Context: an optimization exercise on an open-source flow, tuned for small area, a short achievable clock period and few clock cycles per item. The choices shown serve that exercise and are no tape-out recipe. In this exercise RTL edits were held to simulation tests only and were not proved equivalent to the original. The series may have gaps, and a smaller design here may also do less where the tests do not look. No activity file was given, so power comes from the tool's default toggle rates.

--- flow/design.v: outline only ---
// module pow5_pipelined_valid: 31 lines
// module pow5_logic: 2232 lines
module pow5_pipelined_valid
#(
  parameter DATA_WIDTH = 8
)
(
  input  logic                      clk_i,
  input  logic                      rst_i,
  input  logic [DATA_WIDTH-1:0]     pow_data_i,
  input  logic                      data_valid_i,
  output logic [(5*DATA_WIDTH)-1:0] pow_data_o,
  output logic                      data_valid_o
);
  // ...
==> flow/run.sh <==
#!/bin/bash
# synth_recipe.tcl (not shown) runs the flow's synth.tcl, then flattens the netlist and writes it again
# the make line also repeats each setting of config.mk as NAME=value (left out here)
make -C /OpenROAD-flow-scripts/flow DESIGN_CONFIG=/design/flow/config.mk WORK_HOME=/design/flow/orfs CLKGATE_MAP_FILE= SYNTH_SCRIPT=/design/flow/synth_recipe.tcl finish
==> flow/config.mk <==
export PLATFORM = sky130hd
export DESIGN_NAME = pow5_pipelined_valid
export DESIGN_NICKNAME = pow5_pipelined_valid
export VERILOG_FILES = /design/flow/design.v
export SDC_FILE = /design/flow/constraint.sdc
export NUM_CORES = 4
export LEC_CHECK = 0
export ABC_AREA = 1
export CAP_MARGIN = 20
export CORE_MARGIN = 2
export CORE_UTILIZATION = 25
export PLACE_DENSITY = 0.4
export SETUP_SLACK_MARGIN = 3.2
export SLEW_MARGIN = 20
==> flow/constraint.sdc <==
create_clock -name core_clock -period 5.5 [get_ports {clk_i}]
set_input_delay 1.1000 -clock core_clock [delete_from_list [all_inputs] [get_ports {clk_i}]]
set_output_delay 1.1000 -clock core_clock [all_outputs]
set_load 0.01 [all_outputs]
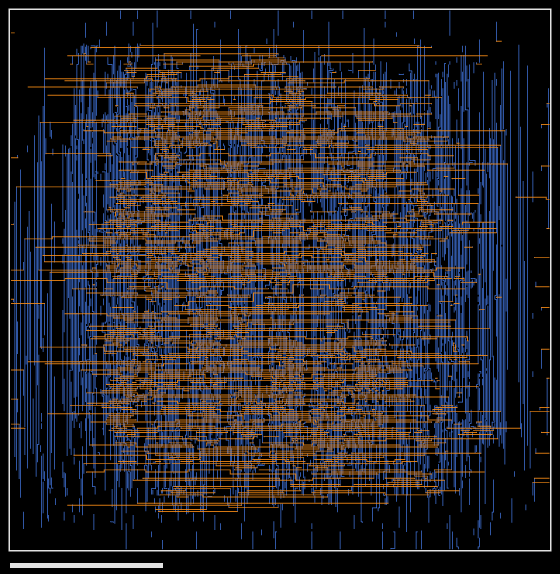
**Above:** run 1 (metal layers overlaid).
The bar under the picture is 50 um long. Only two layers are drawn.
layer	color	wire length
metal 2	blue	28.8 mm
metal 3	orange	14,400 um

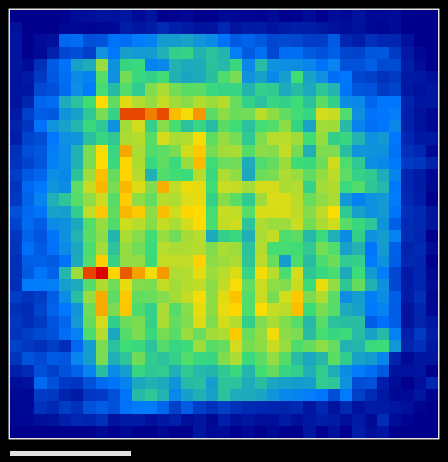
**Above:** run 1 (wiring heat map).
The bar under the picture is 50 um long. 35 x 35 tiles, from dark blue (low) to red (high), scaled to the fullest tile. Values are wire area over tile area, all layers added.
nearly empty tiles	8.1%
densest ninth of the die	middle
fullest tile	1.4

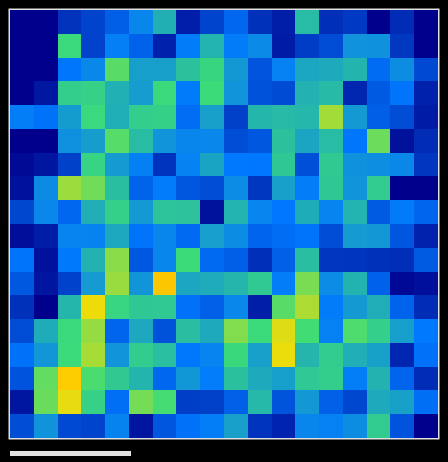
**Above:** run 1 (local utilization).
The bar under the picture is 50 um long. 18 x 18 tiles, from dark blue (low) to red (high), 0 to 100% covered.
tiles over 75% full	0.60%
nearly empty tiles	5.6%
fullest tile	77%
mean over tiles	29%

==> impl_metrics.ini, run 1 <==
[cts]
clock-sinks = 62
clk_pin_slew_ps = 60
cts_max_path_buffers = 2

[global_route]
grt_pass1_wl_um = 104000

[cells_and_area]
nonClockInverterCount = 116
clkCellAreaFrac_pct = 3.22
drive_above_1_share_pct = 15.7
nNonClkBuffers = 124
layout_commonest_cell = nand2_1
largest_class = multi-input gates

[logic_synthesis]
synthDistinctLibCells = 39
synth_cells = 1427
syn-num-nets = 1440
synth_top_area_share_pct = 22.3

[placement]
dp_hpwl_um = 54900

[timing]
tns_ps = 0
max_slew_margin_pct = 20.4
rsz0062_at_grt = yes

[die]
core_um2 = 29500
ios = 52

[routing]
drtIter0Drc = 3133
routed_wl_um = 79300
ant_nets = 0

[critical_path]
cp.required_ps = 5770

[run_status]
outcome = complete, no violations

[hold_path]
hp-class = register to register
Testbench counts for the RTL of run 1, summed over its fixed seeds: cycles 16,008, items 16,000.
## run 1: layer usage
metal	GRT usage (%)	part of all wire (%)
met4	40.5	11
met2	65.2	36
met3	32.7	18
met1	56.0	34
met5	1.28	0.11
## run 1: cells in the mapped netlist (2+ instances only)
master	number
a211oi_1	2
a21oi_1	90
a31oi_1	15
buf_1	11
buf_2	33
buf_4	10
buf_6	3
clkbuf_1	16
dfrtp_1	2
dfxtp_1	60
ha_1	2
inv_1	103
inv_2	13
nand2_1	441
nand2_2	8
nand3_1	272
nand3b_1	2
nand4_1	31
nor2_1	165
nor2_2	12
nor2_4	3
nor3_1	8
o2111ai_1	5
o211ai_1	15
o21ai_0	81
o21ai_1	6
o22ai_1	2
o31ai_1	4
xnor2_1	2
## run 1: where the power goes
group,switching [uW],internal [uW]
Combinational,852,265
Clock,302,356
Sequential,47.7,496
Total,1200,1120
## run 1: worst max-delay path, stage by stage (launching register included)
cell	delay [ps]
dfxtp_2	570
inv_1	160
nand2_1	130
nand2_2	220
o211ai_1	1010
nand4_1	220
nand2_1	130
nand2_1	70
==> run 1 -> run 2 <==
--- a/flow/config.mk
+++ b/flow/config.mk
@@ -9,6 +9,6 @@
 export CAP_MARGIN = 20
 export CORE_MARGIN = 2
-export CORE_UTILIZATION = 25
-export PLACE_DENSITY = 0.4
-export SETUP_SLACK_MARGIN = 3.2
+export CORE_UTILIZATION = 20
+export PLACE_DENSITY = 0.3
+export SETUP_SLACK_MARGIN = 3.0
 export SLEW_MARGIN = 20
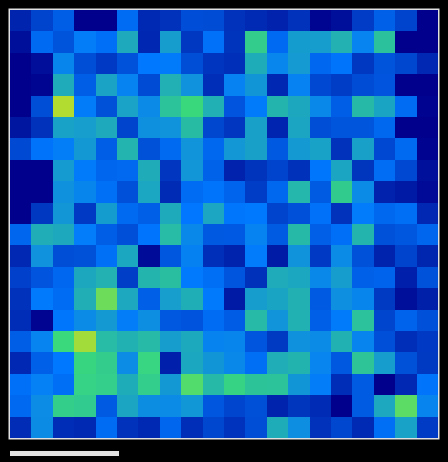
**Above:** run 2 (local utilization).
The bar under the picture is 50 um long. 20 x 20 tiles, from dark blue (low) to red (high), 0 to 100% covered.
nearly empty tiles	6.0%
mean over tiles	23%
fullest tile	65%

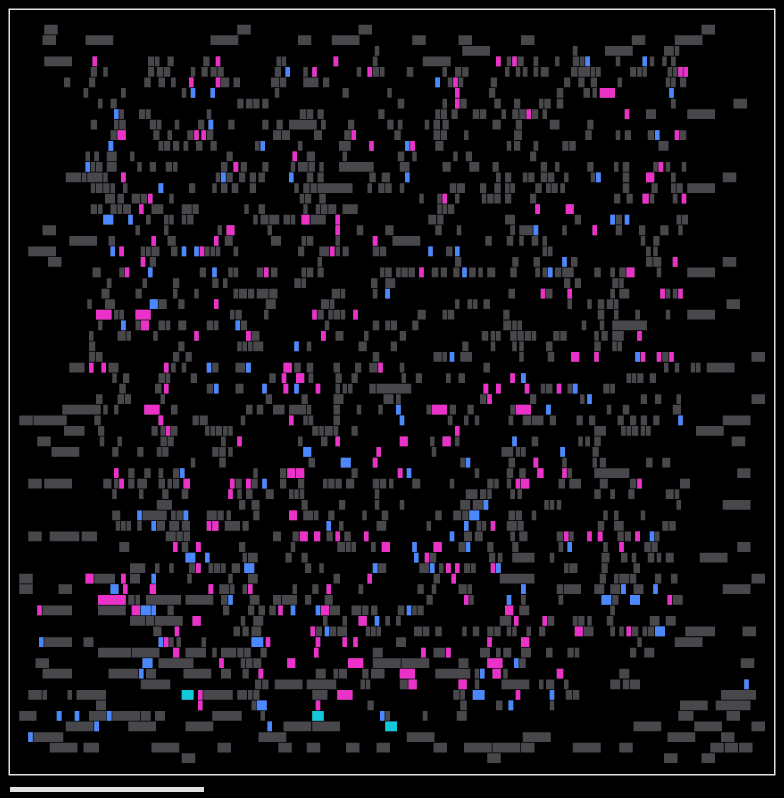
**Above:** run 2 (gate-type map).
The bar under the picture is 50 um long.
family	color	cells	most used
xor and xnor cells	cyan	3	xnor2_1
inv cells	blue	116	inv_1
nor cells	magenta	189	nor2_1

==> run 2 against run 1 <==
  * Still clean
  * Total power increased by 0.39%
  * Core utilization fell by 6.2 points
  * Final area is 0.24% higher
  * Non-clock buffer count decreased by 6
  * Synthesized cell count unchanged
  * Clock-buffer cell count did not move
  * Largest power group unchanged
==> impl_metrics.ini, run 2 <==
[run_status]
outcome = complete, no violations

[power]
combPwrFrac_pct = 49.8
p_sw_uw = 1230
clkPwrFrac_pct = 26.9
internal_power_uw = 1100

[critical_path]
cpMostUsedCell = nand2_1
cp_cell_sequence = buf_4 > nor2_1 > nor2_1 > inv_1 > nand2_1 > nand3_1 > nand2_1 > inv_1 > nand2_1 > nand2_1 > nand2_1 > nor2_1
cp_num_buf_inv = 3
slowest_stage = nor2_1

[timing]
rsz0062_at_grt = yes
tns_ps = 0
max_slew_margin_pct = 29.0

[routing]
wl_met1_um = 31400
ant_nets = 0
dr_wl_met3_um = 12400
routed_wl_um = 85200
drtIter0Drc = 2286
wl_met2_um = 32900

[global_route]
grtUsageMet3_pct = 19.5
grt.busiest_layer = met2
met1_usage_pct = 51.9

[die]
ios = 52
core_um2 = 36600

[cells_and_area]
drive_above_1_share_pct = 14.2
layout_commonest_cell = nand2_1

[hold_path]
hp-class = register to register

[logic_synthesis]
synth_top_area_share_pct = 22.3
synthDistinctLibCells = 39
synth.most_common_cell = nand2_1

[cts]
cts_max_path_buffers = 2
clock-sinks = 62
run 2: cell counts after synthesis:
Identical to the previous run, type by type.
run 2: final cells by class:
| cell class | instances | area, um^2 |
|---|---|---|
| fill | 4313 | 27200 |
| multi-input combinational | 1176 | 5640 |
| sequential | 62 | 1270 |
| timing repair buffer | 118 | 1150 |
| tap | 468 | 586 |
| inverter | 116 | 494 |
| clock buffer | 9 | 225 |
| clock inverter | 7 | 61.3 |
| antenna | 2 | 5.00 |
run 2: cells by family after synthesis:
kind of cell / after synthesis
xor gates and xnor gates: 3
buffers and inverters: 189
AOI/OAI and AO/OA: 224
DFF: 62
adders and majority gates: 2
and+or+nand+nor: 947
run 2: power groups by stage:
stage	registers [uW]	logic (uW)	clock network, uW
2_1_floorplan	542	458	0
3_3_place_gp	551	1040	0
3_5_place_dp	550	998	0
4_1_cts	541	1040	640
5_1_grt	545	1150	655
6_report	543	1160	626
run 2: what timing repair did:
action | CTS | global route
endpoints found under the setup margin | 36 | 29
hold endpoints to repair | 0 | 0
buffers inserted | 19 | 8
pin swaps | 2 | 4
gates resized for setup | 87 | 43
==> run 2 -> run 3 <==
--- a/flow/config.mk
+++ b/flow/config.mk
@@ -11,4 +11,4 @@
 export CORE_UTILIZATION = 20
 export PLACE_DENSITY = 0.3
-export SETUP_SLACK_MARGIN = 3.0
+export SETUP_SLACK_MARGIN = 3.3
 export SLEW_MARGIN = 20
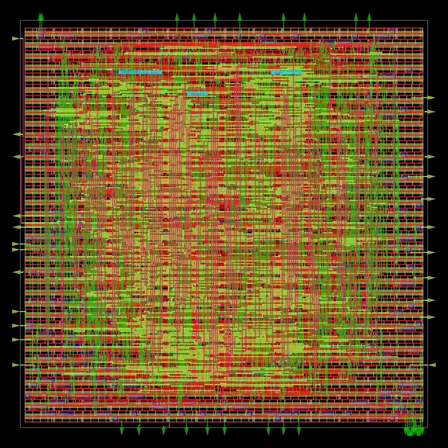
**Above:** run 3 (the routed nets).
GRT Util Overall: 44.6%
final wirelength: 87,000 um
total length of routed met2 wires: 32,700 um

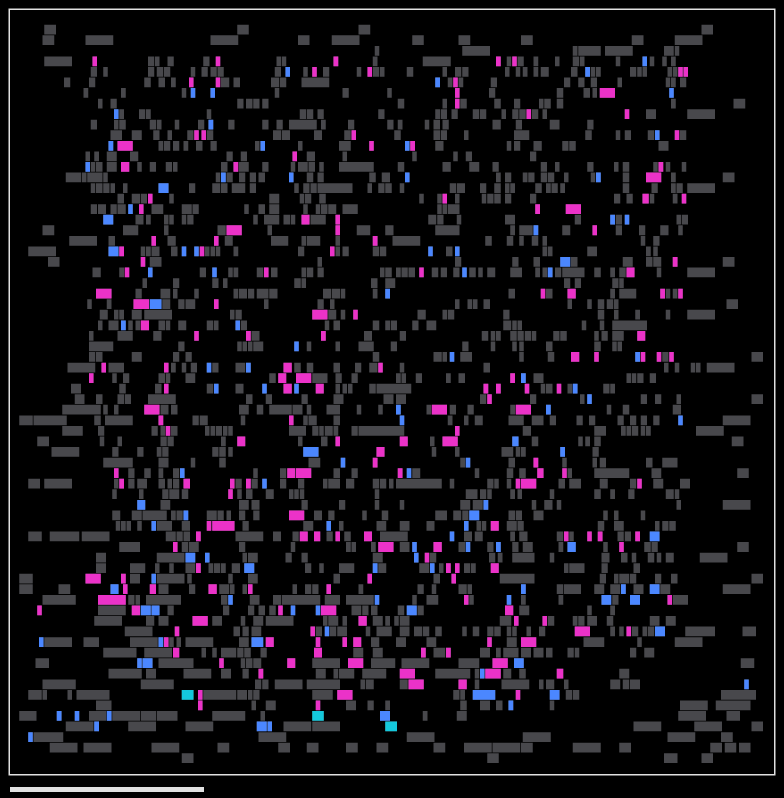
**Above:** run 3 (gate-type map).
The bar under the picture is 50 um long.
family	color	cells	most used
inv cells	blue	116	inv_1
nor cells	magenta	189	nor2_1
xor and xnor cells	cyan	3	xnor2_1

==> run 3 against run 2 <==
  * Routed wire length is 2.1% higher
  * Critical path type unchanged
  * Critical path depth is 4 lower
  * Non-clock buffer count is 51 higher
  * Highest routed layer unchanged
==> impl_metrics.ini, run 3 <==
[run_status]
outcome = complete, no violations

[global_route]
grtUsageMet2_pct = 60.0
grt_pass1_wl_um = 114000
met1_usage_pct = 53.0
grtUsageMet3_pct = 20.8
grt.busiest_layer = met2

[routing]
drtIter0Drc = 2490

[timing]
max_slew_margin_pct = 27.7
rsz0062_at_grt = yes
tns_ps = 0

[cells_and_area]
nFlopsAndLatches = 62
seq_area_um2 = 1290
multi_input_comb_area_um2 = 6080
multi_input_area_share_pct = 57.8
seq_share_pct = 12.3
largest_class = multi-input gates
nonClockInverterCount = 116
bufAreaShareNonClock_pct = 16.4
drive_above_1_share_pct = 21.4
nFillCells = 4278
layout_commonest_cell = nand2_1
clkCellAreaFrac_pct = 2.72
antenna_cells = 4
largest_reg_flops = 40
multi_input_gates = 1176

[critical_path]
slowest_stage = dfxtp_2
cpMostUsedCell = nand3_1
crit_family = simple AND/OR/NAND/NOR gates
cp_cell_sequence = nand2_2 > clkinv_2 > nand2_2 > nand3_1 > nand3_1 > nand3_1 > nor2_1 > a21oi_1
cp.depth = 8
max_stage_delay_ps = 460
cp.required_ps = 5740

[power]
clkPwrFrac_pct = 25.8
combPwrFrac_pct = 51.8
swShare_pct = 52.9
internal_power_uw = 1130
p_sw_uw = 1280

[cts]
numCtsBuffers = 9
postCtsSetupBuffers = 40
post_cts_resized = 251
clk_pin_slew_ps = 70
cts_max_path_buffers = 2
cts_hold_buffers = 0
clock-sinks = 62

[die]
core_um2 = 36600
initial_utilization_pct = 20.3
tap_cells = 468
ios = 52

[logic_synthesis]
syn-num-nets = 1440
synth_top_area_share_pct = 22.3
ys_top_cells_by_count = 441 x nand2_1, 272 x nand3_1, 165 x nor2_1
synth_cells = 1427
synthDistinctLibCells = 39

[placement]
dp_hpwl_um = 62200
-- run 3: cell counts after synthesis --
No cell type changed its count.
-- run 3: cells by family (layout without fill, tap and decap cells) --
| logic type | count (synthesis) | count (layout) | share of synthesized area (%) |
|---|---|---|---|
| AND/OR/NAND/NOR | 947 | 947 | 55.1 |
| AO/OA/AOI/OAI | 224 | 224 | 16.5 |
| buffers and inverters | 189 | 301 | 10.9 |
| flip-flops | 62 | 62 | 16.8 |
| XOR/XNOR | 3 | 3 | 0.353 |
| adder cells (fa/ha/maj) | 2 | 2 | 0.336 |
| other | 0 | 4 | 0 |
-- run 3: power groups by stage --
stage | Sequential, uW | Combinational, uW | Clock, uW
finish | 540 | 1250 | 621
global route | 543 | 1230 | 658
CTS | 538 | 1080 | 640
detailed placement | 550 | 998 | 0
global placement | 551 | 1040 | 0
floorplan | 542 | 458 | 0
-- run 3: per-layer routing --
metal / wire, um / vias up / share of wire (%)
met4: 9370 / 6 / 11
met5: 40 / - / 0.046
met2: 32700 / 1463 / 38
li1: - / 4997 / -
met3: 13000 / 470 / 15
met1: 31900 / 6428 / 37
==> run 3 -> run 4 <==
--- a/flow/config.mk
+++ b/flow/config.mk
@@ -7,8 +7,8 @@
 export LEC_CHECK = 0
 export ABC_AREA = 1
-export CAP_MARGIN = 20
+export CAP_MARGIN = 0
 export CORE_MARGIN = 2
 export CORE_UTILIZATION = 20
 export PLACE_DENSITY = 0.3
-export SETUP_SLACK_MARGIN = 3.3
-export SLEW_MARGIN = 20
+export SETUP_SLACK_MARGIN = 3.2
+export SLEW_MARGIN = 0
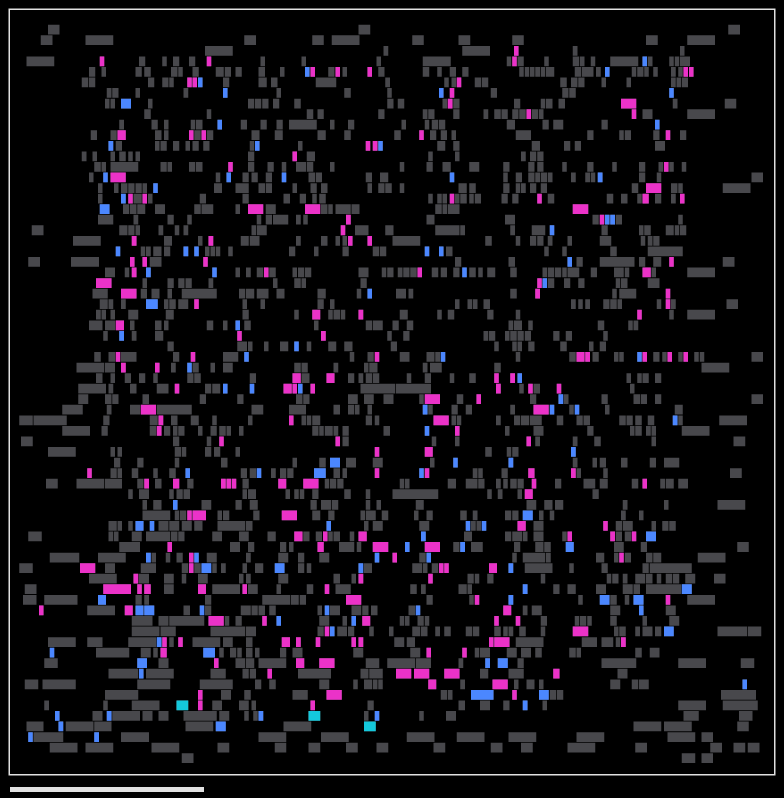
**Above:** run 4 (gate-type map).
The bar under the picture is 50 um long.
family	color	cells	most used
xor and xnor cells	cyan	3	xnor2_1
nor cells	magenta	189	nor2_1
inv cells	blue	116	inv_1

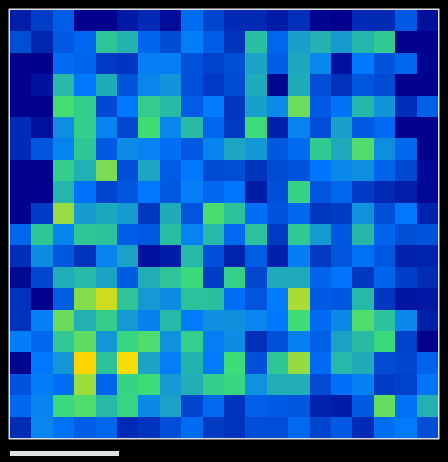
**Above:** run 4 (local utilization).
The bar under the picture is 50 um long. 20 x 20 tiles, from dark blue (low) to red (high), 0 to 100% covered.
nearly empty tiles	7.2%
tiles over 75% full	0.30%
mean over tiles	25%

==> run 4 against run 3 <==
  * Worst setup slack lost 100 ps
  * Clock power is 5.3% higher
  * Worst hold slack improved by 0.97 ps
  * Register-to-register slack got worse by 100 ps
  * Total power down 0.45%
  * Critical path type unchanged
  * First-iteration DRC count rose by 3.8%
  * Via count fell by 2.5%
  * Non-clock buffer count is 17 lower
  * Global-route usage shrank 0.46 points
  * Largest cell class unchanged
  * Final area fell by 4.1%
==> impl_metrics.ini, run 4 <==
[power]
seqPwrFrac_pct = 22.2
p_sw_uw = 1250

[logic_synthesis]
synth_cells = 1427
synthDistinctLibCells = 39
synth.most_common_cell = nand2_1
syn-num-nets = 1440

[critical_path]
slowest_stage = o211ai_1
cp.required_ps = 5770
cp_cell_sequence = buf_12 > clkinv_8 > nand2_8 > clkinvlp_4 > buf_4 > o211ai_1 > nand4_1 > nand2_1 > nand2_1
crit_family = simple AND/OR/NAND/NOR gates
max_stage_delay_ps = 440

[placement]
dp_hpwl_um = 62200

[cts]
cts_hold_buffers = 0
cts_max_path_buffers = 2

[routing]
wl_met2_um = 32700
routed_wl_um = 86800
drtIter0Drc = 2584

[cells_and_area]
largest_class = multi-input gates
nFillCells = 4374
nNonClkBuffers = 152
largest_reg_flops = 40
antenna_cells = 3
clkbuf_count = 9

[run_status]
outcome = complete, no violations

[global_route]
met1_usage_pct = 53.0
grt_pass1_wl_um = 113000

[timing]
tns_ps = 0
rsz0062_at_grt = yes

[die]
core_um2 = 36600
==> run 4: cell count changes in the layout (fill, tap and decap cells not counted), sizes merged <==
| cell | previous run | this run |
|---|---|---|
| buf | 116 | 99 |
| clkinv | 4 | 2 |
| inv | 100 | 102 |
| bufbuf | 2 | 1 |
| bufinv | 0 | 1 |
| clkbuf | 9 | 10 |
| clkinvlp | 19 | 18 |
| diode | 4 | 3 |
==> run 4: what timing repair did <==
action / 4_1_cts / 5_1_grt
gates resized for setup: 206 / 66
endpoints found under the setup margin: 77 / 30
setup buffers: 28 / 33
pin swaps: 5 / 9
cloned: 1 / 1
==> run 4: power groups by stage <==
stage          combinational, uW  sequential, uW  clock (uW)
6_report                    1210             533         654
2_1_floorplan                458             542           0
3_5_place_dp                 996             550           0
5_1_grt                     1190             537         678
3_3_place_gp                1040             551           0
4_1_cts                     1050             540         668
==> run 4: cells by family after synthesis <==
family                   after synthesis  share of synthesized area [%]
adder cells (fa/ha/maj)                2                          0.336
AO/OA/AOI/OAI                        224                           16.5
AND/OR/NAND/NOR                      947                           55.1
buffers and inverters                189                           10.9
XOR/XNOR                               3                          0.353
flip-flops                            62                           16.8
==> run 4 -> run 5 <==
==> flow/flow/run.sh (new file) <==
#!/bin/bash
# Own flow: the standard flow (standard synthesis and layout) with one change:
# the port buffers are plain sky130_fd_sc_hd__buf_1 cells.
set -euo pipefail
bash standard.sh "BUFFER_PORTS_ARGS=-buffer_cell sky130_fd_sc_hd__buf_1" finish > log_standard_flow.log 2>&1
==> flow/standard.sh (new file) <==
#!/bin/bash
# synth_recipe.tcl (not shown) runs the flow's synth.tcl, then flattens the netlist and writes it again
# the make line also repeats each setting of config.mk as NAME=value (left out here)
make -C /OpenROAD-flow-scripts/flow DESIGN_CONFIG=/design/flow/config.mk WORK_HOME=/design/flow/orfs CLKGATE_MAP_FILE= SYNTH_SCRIPT=/design/flow/synth_recipe.tcl "${@:-finish}"
--- a/flow/config.mk
+++ b/flow/config.mk
@@ -6,9 +6,9 @@
 export NUM_CORES = 4
 export LEC_CHECK = 0
-export ABC_AREA = 1
-export CAP_MARGIN = 0
+export CAP_MARGIN = 20
 export CORE_MARGIN = 2
 export CORE_UTILIZATION = 20
+export CTS_BUF_LIST = sky130_fd_sc_hd__clkbuf_8
 export PLACE_DENSITY = 0.3
 export SETUP_SLACK_MARGIN = 3.2
-export SLEW_MARGIN = 0
+export SLEW_MARGIN = 20
removed: flow/run.sh
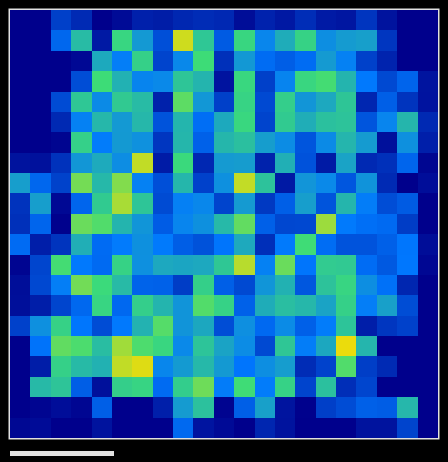
**Above:** run 5 (local utilization).
The bar under the picture is 50 um long. 21 x 21 tiles, from dark blue (low) to red (high), 0 to 100% covered.
mean over tiles	24%
nearly empty tiles	15%
fullest tile	72%

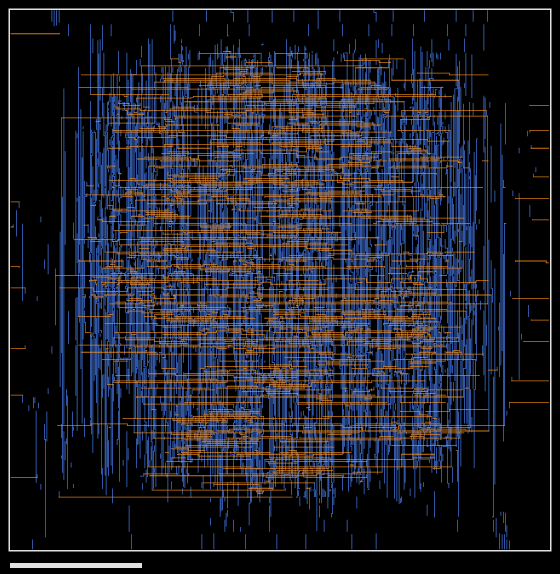
**Above:** run 5 (metal layers overlaid).
The bar under the picture is 50 um long. Only two layers are drawn.
layer	color	wire length
metal 3	orange	13,100 um
metal 2	blue	32.6 mm

==> run 5 against run 4 <==
  * Die area up 8.7%
  * Sequential share of layout area down 0.74 points
  * First-iteration DRC count down 8.6%
  * Final area up 6.3%
  * Non-clock buffer count up 45
  * Worst hold slack better by 3.3 ps
  * Combinational power about the same
  * Clock power down 27%
  * Synthesized area up 8.9%
==> impl_metrics.ini, run 5 <==
[critical_path]
r2r_cells = 6
slowest_stage = o21ai_0
cpMostUsedCell = nand3_1
critical_path_arrival_ps = 2810
max_stage_delay_ps = 730
crit_family = compound AO/OA/AOI/OAI gates
cp.depth = 6
cp_max_fo = 10
cp_cell_sequence = buf_4 > o21ai_0 > nand3_1 > nand3_1 > a21oi_1 > o311a_1
cp.required_ps = 5860

[logic_synthesis]
synth_top_area_share_pct = 14.8
ys.flop_type = dfxtp_1
synth.most_common_cell = nand2_1
ys_top_cells_by_count = 116 x nand2_1, 115 x nor2_1, 111 x a21oi_1
syn-num-nets = 1257
synth_top_cell_by_area = dfxtp_1
synth_cells = 1244
synthDistinctLibCells = 90

[hold_path]
hp-class = register to register

[placement]
dp_hpwl_um = 55600
postPlaceCellArea_um2 = 8860
post-place-cells = 1746

[die]
die_x_um = 205
initial_utilization_pct = 20.3
ios = 52
core_um2 = 39800

[run_status]
outcome = complete, no violations

[routing]
wl_met2_um = 32600
ant_nets = 0
drtPass1Iterations = 6
drtIter0Drc = 2363
routed.top_layer = met5
wl_met1_um = 31600
dr_wl_met3_um = 13100

[cells_and_area]
final_cell_area_um2 = 10700
drive_above_1_share_pct = 26.3
largest_reg_flops = 40
layout.nets = 1318
layout_commonest_cell = nand2_1

[timing]
max_slew_margin_pct = 39.6
tightestPinTransition_ps = 896
rsz0062_at_grt = yes
setup_slack_ps = 3050
setup_viol = 0
tns_ps = 0

[cts]
numCtsBuffers = 9
clock-sinks = 62
cts_hold_buffers = 0
clk_pin_slew_ps = 80
cts_max_path_buffers = 2

[global_route]
grt_max_degree = 55
grt_pass1_wl_um = 112000
grtUsageTotal_pct = 39.8
==> run 5: cells by family after synthesis <==
group | count (synthesis) | share of synthesized area, %
xor+xnor | 5 | 0.634
simple gates | 475 | 29.1
mux | 3 | 0.402
buf+inv | 170 | 9.72
flops | 62 | 15.5
compound gates | 526 | 44.3
fa+ha+maj | 3 | 0.433
==> run 5: power by group <==
group	internal, uW	total (uW)	switching (uW)	leakage, uW
Clock	213	478	265	0.0000969
Sequential	495	541	46.6	0.000531
Combinational	351	1230	882	0.00308
==> run 5: layer usage <==
layer,track usage (%),vias up
li1,-,4912
met1,48.4,6402
met2,55.2,1470
met3,18.9,473
met4,26.6,8
met5,0.833,-
==> run 5: layout make-up <==
type / count / area, um^2
Multi-Input combinational cell: 1012 / 6770
Fill cell: 4575 / 29100
Inverter: 23 / 103
Tap cell: 525 / 657
Sequential cell: 62 / 1290
Timing Repair Buffer: 197 / 1710
Clock buffer: 9 / 124
Antenna cell: 4 / 10.0
Clock inverter: 7 / 80.1
==> run 5: what timing repair did <==
action                     in CTS  in global routing
setup buffers                  42                 26
setup endpoints to repair      33                 28
gates cloned                    3                  2
gates resized for setup       156                 83
pin swaps                      10                 11
## Run 6: large edit since run 5, in outline
flow/design.v: 2263 -> 2301 lines; modules unchanged: 1
  pow5_logic: edited, 2232 -> 2270 lines
==> flow/run.sh (new file) <==
#!/bin/bash
# synth_recipe.tcl (not shown) runs the flow's synth.tcl, then flattens the netlist and writes it again
# the make line also repeats each setting of config.mk as NAME=value (left out here)
make -C /OpenROAD-flow-scripts/flow DESIGN_CONFIG=/design/flow/config.mk WORK_HOME=/design/flow/orfs CLKGATE_MAP_FILE= SYNTH_SCRIPT=/design/flow/synth_recipe.tcl finish
--- a/flow/config.mk
+++ b/flow/config.mk
@@ -6,8 +6,8 @@
 export NUM_CORES = 4
 export LEC_CHECK = 0
+export ABC_AREA = 1
 export CAP_MARGIN = 20
 export CORE_MARGIN = 2
 export CORE_UTILIZATION = 20
-export CTS_BUF_LIST = sky130_fd_sc_hd__clkbuf_8
 export PLACE_DENSITY = 0.3
 export SETUP_SLACK_MARGIN = 3.2
removed: flow/flow/run.sh
removed: flow/standard.sh
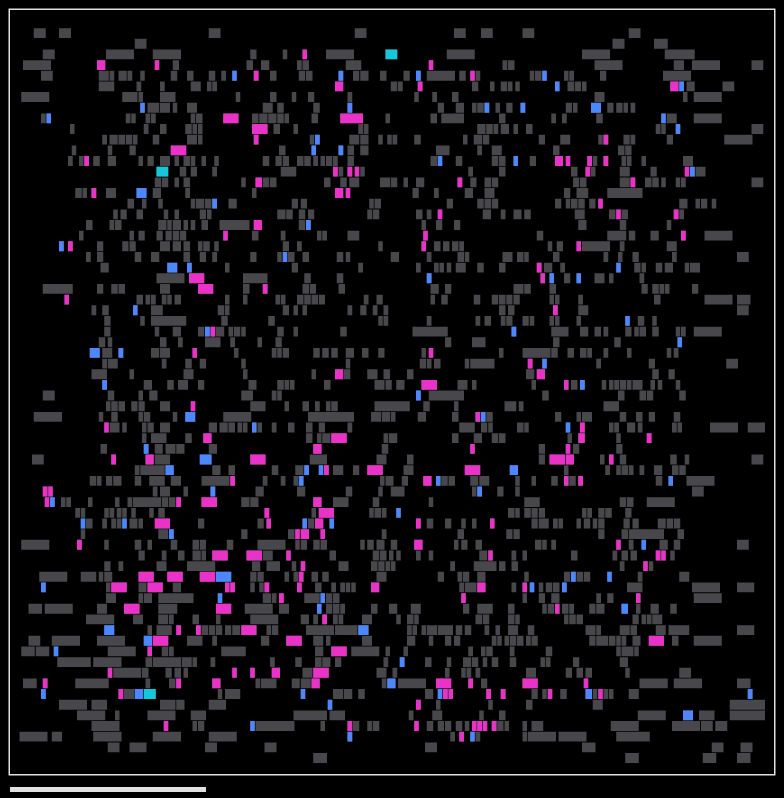
**Above:** run 6 (gate-type map).
The bar under the picture is 50 um long.
family	color	cells	most used
xor and xnor cells	cyan	3	xor2_1
inv cells	blue	92	inv_1
nor cells	magenta	165	nor2_1

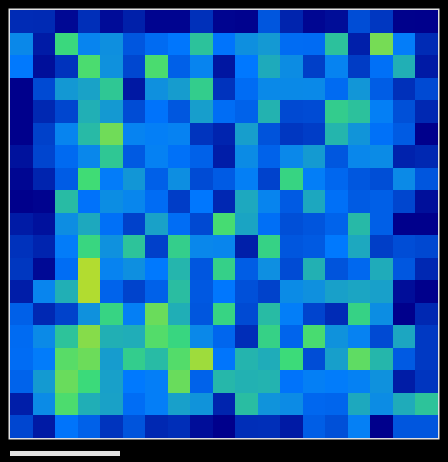
**Above:** run 6 (local utilization).
The bar under the picture is 50 um long. 19 x 19 tiles, from dark blue (low) to red (high), 0 to 100% covered.
fullest tile	65%
nearly empty tiles	6.1%
mean over tiles	24%

==> run 6 against run 5 <==
  * Synthesized cell count up 16%
  * First-iteration DRC count increased by 3.9%
  * Synthesized area is 10% lower
  * Final area is 8.1% lower
  * Global-route usage is 3.1 points higher
  * Cell count rose by 7.6%
  * Fmax rose by 0.20%
  * Sequential power is 16% lower
  * Via count down 2.3%
  * Non-clock buffer count fell by 58
  * Sequential cell count is 8 lower
  * Critical path type unchanged
  * Largest cell class unchanged
==> impl_metrics.ini, run 6 <==
[routing]
drtPass1Iterations = 10
routed_wl_um = 84400
ant_nets = 0
drtIter0Drc = 2454

[run_status]
outcome = complete, no violations

[cells_and_area]
final_cell_area_um2 = 9870
multi_input_comb_area_um2 = 6200
seq_area_um2 = 1110
largest_reg_flops = 40
layout_commonest_cell = nand2_1
nFillCells = 4289

[global_route]
met1_usage_pct = 51.9
grt_max_degree = 84
grtUsageMet3_pct = 17.7
grtUsageMet2_pct = 60.3
grt_pass1_wl_um = 110000
grtUsageTotal_pct = 43.0

[logic_synthesis]
synth_top_family_by_area = simple AND/OR/NAND/NOR gates
ys_top_cells_by_count = 503 x nand2_1, 275 x nand3_1, 146 x nor2_1
synthDistinctLibCells = 36
ys.flop_type = dfxtp_1
synthMuxAreaShare_pct = 0
synth_cells = 1442
synth_top_area_share_pct = 25.9
synthXorXnorAreaFrac_pct = 0.360
synth-compound-area-share_pct = 17.8
synthSimpleGateAreaFrac_pct = 57.2
synthAdderAreaFrac_pct = 0
syn-num-nets = 1453
synth.most_common_cell = nand2_1

[hold_path]
hp-class = register to register

[critical_path]
cp.depth = 10
crit_family = simple AND/OR/NAND/NOR gates
cp_max_fo = 15
cp.required_ps = 5760
max_stage_delay_ps = 420
slowest_stage = dfxtp_4

[die]
ios = 52
die_x_um = 195
core_um2 = 35700
initial_utilization_pct = 20.4

[cts]
post_cts_resized = 195
clk_pin_slew_ps = 90
postCtsSetupBuffers = 25
numCtsBuffers = 5
cts_hold_buffers = 0

[placement]
postPlaceCellArea_um2 = 8350
post-place-cells = 1918

[timing]
setup_slack_ps = 3060
tightestPinTransition_ps = 786
rsz0062_at_grt = yes
Testbench counts for the RTL of run 6, summed over its fixed seeds: cycles 16,008, items 16,000.
[run 6: changes by cell type after synthesis, sizes merged, moves of 34 or more]
cell	previous run	this run
inv	23	90
buf	90	55
nor2	123	162
nand3	48	276
nand2	116	510
o21ai	124	90
clkbuf	57	22
nor3	56	3
[run 6: area by class of cell]
type | instances | area share (%)
Inverter | 92 | 4.08
Antenna cell | 6 | 0.152
Multi-Input combinational cell | 1219 | 62.8
Timing Repair Buffer | 139 | 14.3
Clock buffer | 7 | 1.55
Tap cell | 461 | 5.84
Sequential cell | 54 | 11.2
Clock inverter | 1 | 0.0887
[run 6: cell families after synthesis]
| group | after synthesis |
|---|---|
| simple gates | 976 |
| compound gates | 240 |
| buf+inv | 169 |
| flops | 54 |
| xor+xnor | 3 |
[run 6: per-layer routing]
metal | vias up | share of wire (%) | wire [um]
met3 | 452 | 15 | 12500
met5 | - | 0.18 | 151
met4 | 8 | 10 | 8630
met2 | 1377 | 38 | 32200
li1 | 4985 | - | -
met1 | 6141 | 37 | 30900
[run 6: report_power, final]
group          total [uW]  leakage [uW]  switching [uW]  internal [uW]
registers             456      0.000462            22.4            434
logic                1210       0.00408             916            299
clock network         401     0.0000802             204            196
total                2070       0.00462            1140            929
==> run 6 -> run 7 <==
--- a/flow/config.mk
+++ b/flow/config.mk
@@ -9,6 +9,6 @@
 export CAP_MARGIN = 20
 export CORE_MARGIN = 2
-export CORE_UTILIZATION = 20
-export PLACE_DENSITY = 0.3
+export CORE_UTILIZATION = 25
+export PLACE_DENSITY = 0.4
 export SETUP_SLACK_MARGIN = 3.2
 export SLEW_MARGIN = 20
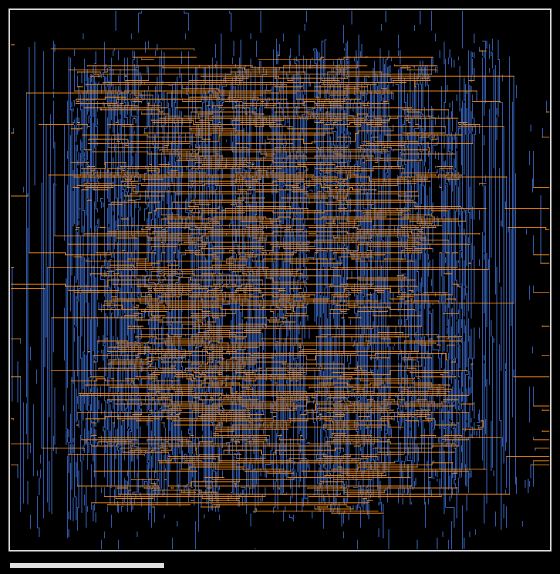
**Above:** run 7 (metal layers overlaid).
The bar under the picture is 50 um long. Only two layers are drawn.
layer	color	wire length
metal 2	blue	28.0 mm
metal 3	orange	13,000 um

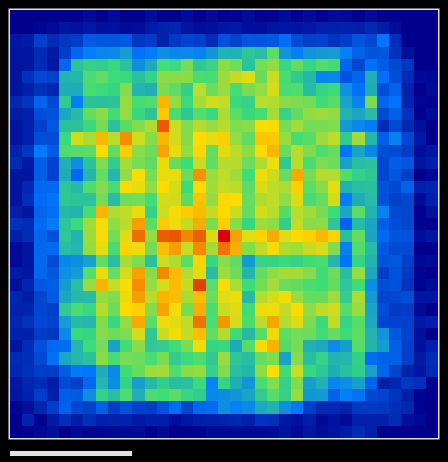
**Above:** run 7 (wiring heat map).
The bar under the picture is 50 um long. 35 x 35 tiles, from dark blue (low) to red (high), scaled to the fullest tile. Values are wire area over tile area, all layers added.
tiles over half the peak	38%
fullest tile	1.3
nearly empty tiles	6.7%

==> run 7 against run 6 <==
  * Clock-buffer cell count shrank 1
  * Sequential power is essentially flat
  * Core utilization grew 5.9 points
  * Fmax shrank 0.22%
==> impl_metrics.ini, run 7 <==
[run_status]
outcome = complete, no violations

[timing]
setup_slack_ps = 3050
tightestPinTransition_ps = 805
setup_viol = 0
tns_ps = 0

[routing]
drtIter0Drc = 2701
ant_nets = 0
drtPass1Iterations = 9

[critical_path]
cp.required_ps = 5730
critical_path_arrival_ps = 2670
r2r_cells = 12
cp_num_buf_inv = 1
cp_max_fo = 17

[placement]
dp_hpwl_um = 54300

[cells_and_area]
layout_commonest_cell = nand2_1
nFillCells = 3376
final_cell_area_um2 = 9620
largest_reg_flops = 40
multi_input_comb_area_um2 = 6070
seq_area_um2 = 1110
drive_above_1_share_pct = 16.9
layout.nets = 1517

[cts]
cts_hold_buffers = 0
numCtsBuffers = 5

[logic_synthesis]
ys_top_cells_by_count = 503 x nand2_1, 275 x nand3_1, 146 x nor2_1
synth.most_common_cell = nand2_1
syn-num-nets = 1453
synth_cells = 1442

[die]
ios = 52
core_um2 = 28700

[global_route]
grt_max_degree = 43

[power]
clkPwrFrac_pct = 18.8
-- run 7: final cells by class --
class	count	area share [%]
antenna	5	0.130
timing repair buffer	134	14.6
clock inverter	2	0.169
multi-input combinational	1219	63.1
clock buffer	6	1.44
inverter	92	4.11
sequential	54	11.5
tap	384	4.99
-- run 7: per-layer routing --
metal,GRT usage [%],wire [um]
met4,39.6,8800
met2,65.1,28000
met5,0.641,89
met3,25.8,13000
met1,56.5,26200
-- run 7: power groups by stage --
stage / Sequential [uW] / Clock [uW] / Combinational, uW
5_1_grt: 459 / 400 / 1160
4_1_cts: 455 / 391 / 1010
3_5_place_dp: 464 / 0 / 961
3_3_place_gp: 464 / 0 / 998
2_1_floorplan: 476 / 0 / 461
6_report: 456 / 375 / 1170
-- run 7: logic make-up after synthesis --
family	count (synthesis)	synth area share, %
and+or+nand+nor	976	57.2
AOI/OAI and AO/OA	240	17.8
buffers and inverters	169	9.70
DFF	54	15.0
xor gates and xnor gates	3	0.360
-- run 7: stage by stage --
| step | hold WS (ps) | utilization [%] |
|---|---|---|
| global route | 380 | 33.5 |
| finish | 364 | 33.5 |
| CTS | 371 | 31.2 |
| global placement | 344 | 28.8 |
| detailed placement | 351 | 28.8 |
| floorplan | 331 | - |

==> port drivers added, routing unchanged <==
In the flow no input, the clock included, has a driving cell. The finished layouts below were timed again as built, in two steps. Step 1 (the two cells are an assumption about what drives the block):
set clk [get_ports {clk_i}]
set_driving_cell -lib_cell sky130_fd_sc_hd__clkbuf_16 $clk
set_driving_cell -lib_cell sky130_fd_sc_hd__buf_2 [delete_from_list [all_inputs] $clk]
Step 2 times the ports against the registers' clock, not the clock port: input delays grow and output delays shrink by t, the midpoint of the rising clock arrivals with the driver on. a / b / c = ideal / step 1 / step 2; a / b = the first two.
run	t (ns)	slack for setup (ns)	worst data-port slew with drivers (ns)
run 1	0.448	2.861 / 2.861 / 2.861	0.05
run 2	0.447	2.785 / 2.785 / 2.785	0.04
run 3	0.440	3.123 / 3.123 / 3.123	0.04
run 4	0.445	3.020 / 3.020 / 3.020	0.04
run 5	0.526	3.054 / 3.054 / 3.054	0.03
run 6	0.409	3.059 / 3.059 / 3.059	0.05
run 7	0.381	3.054 / 3.054 / 3.054	0.05
After both steps every run listed still meets setup and hold.
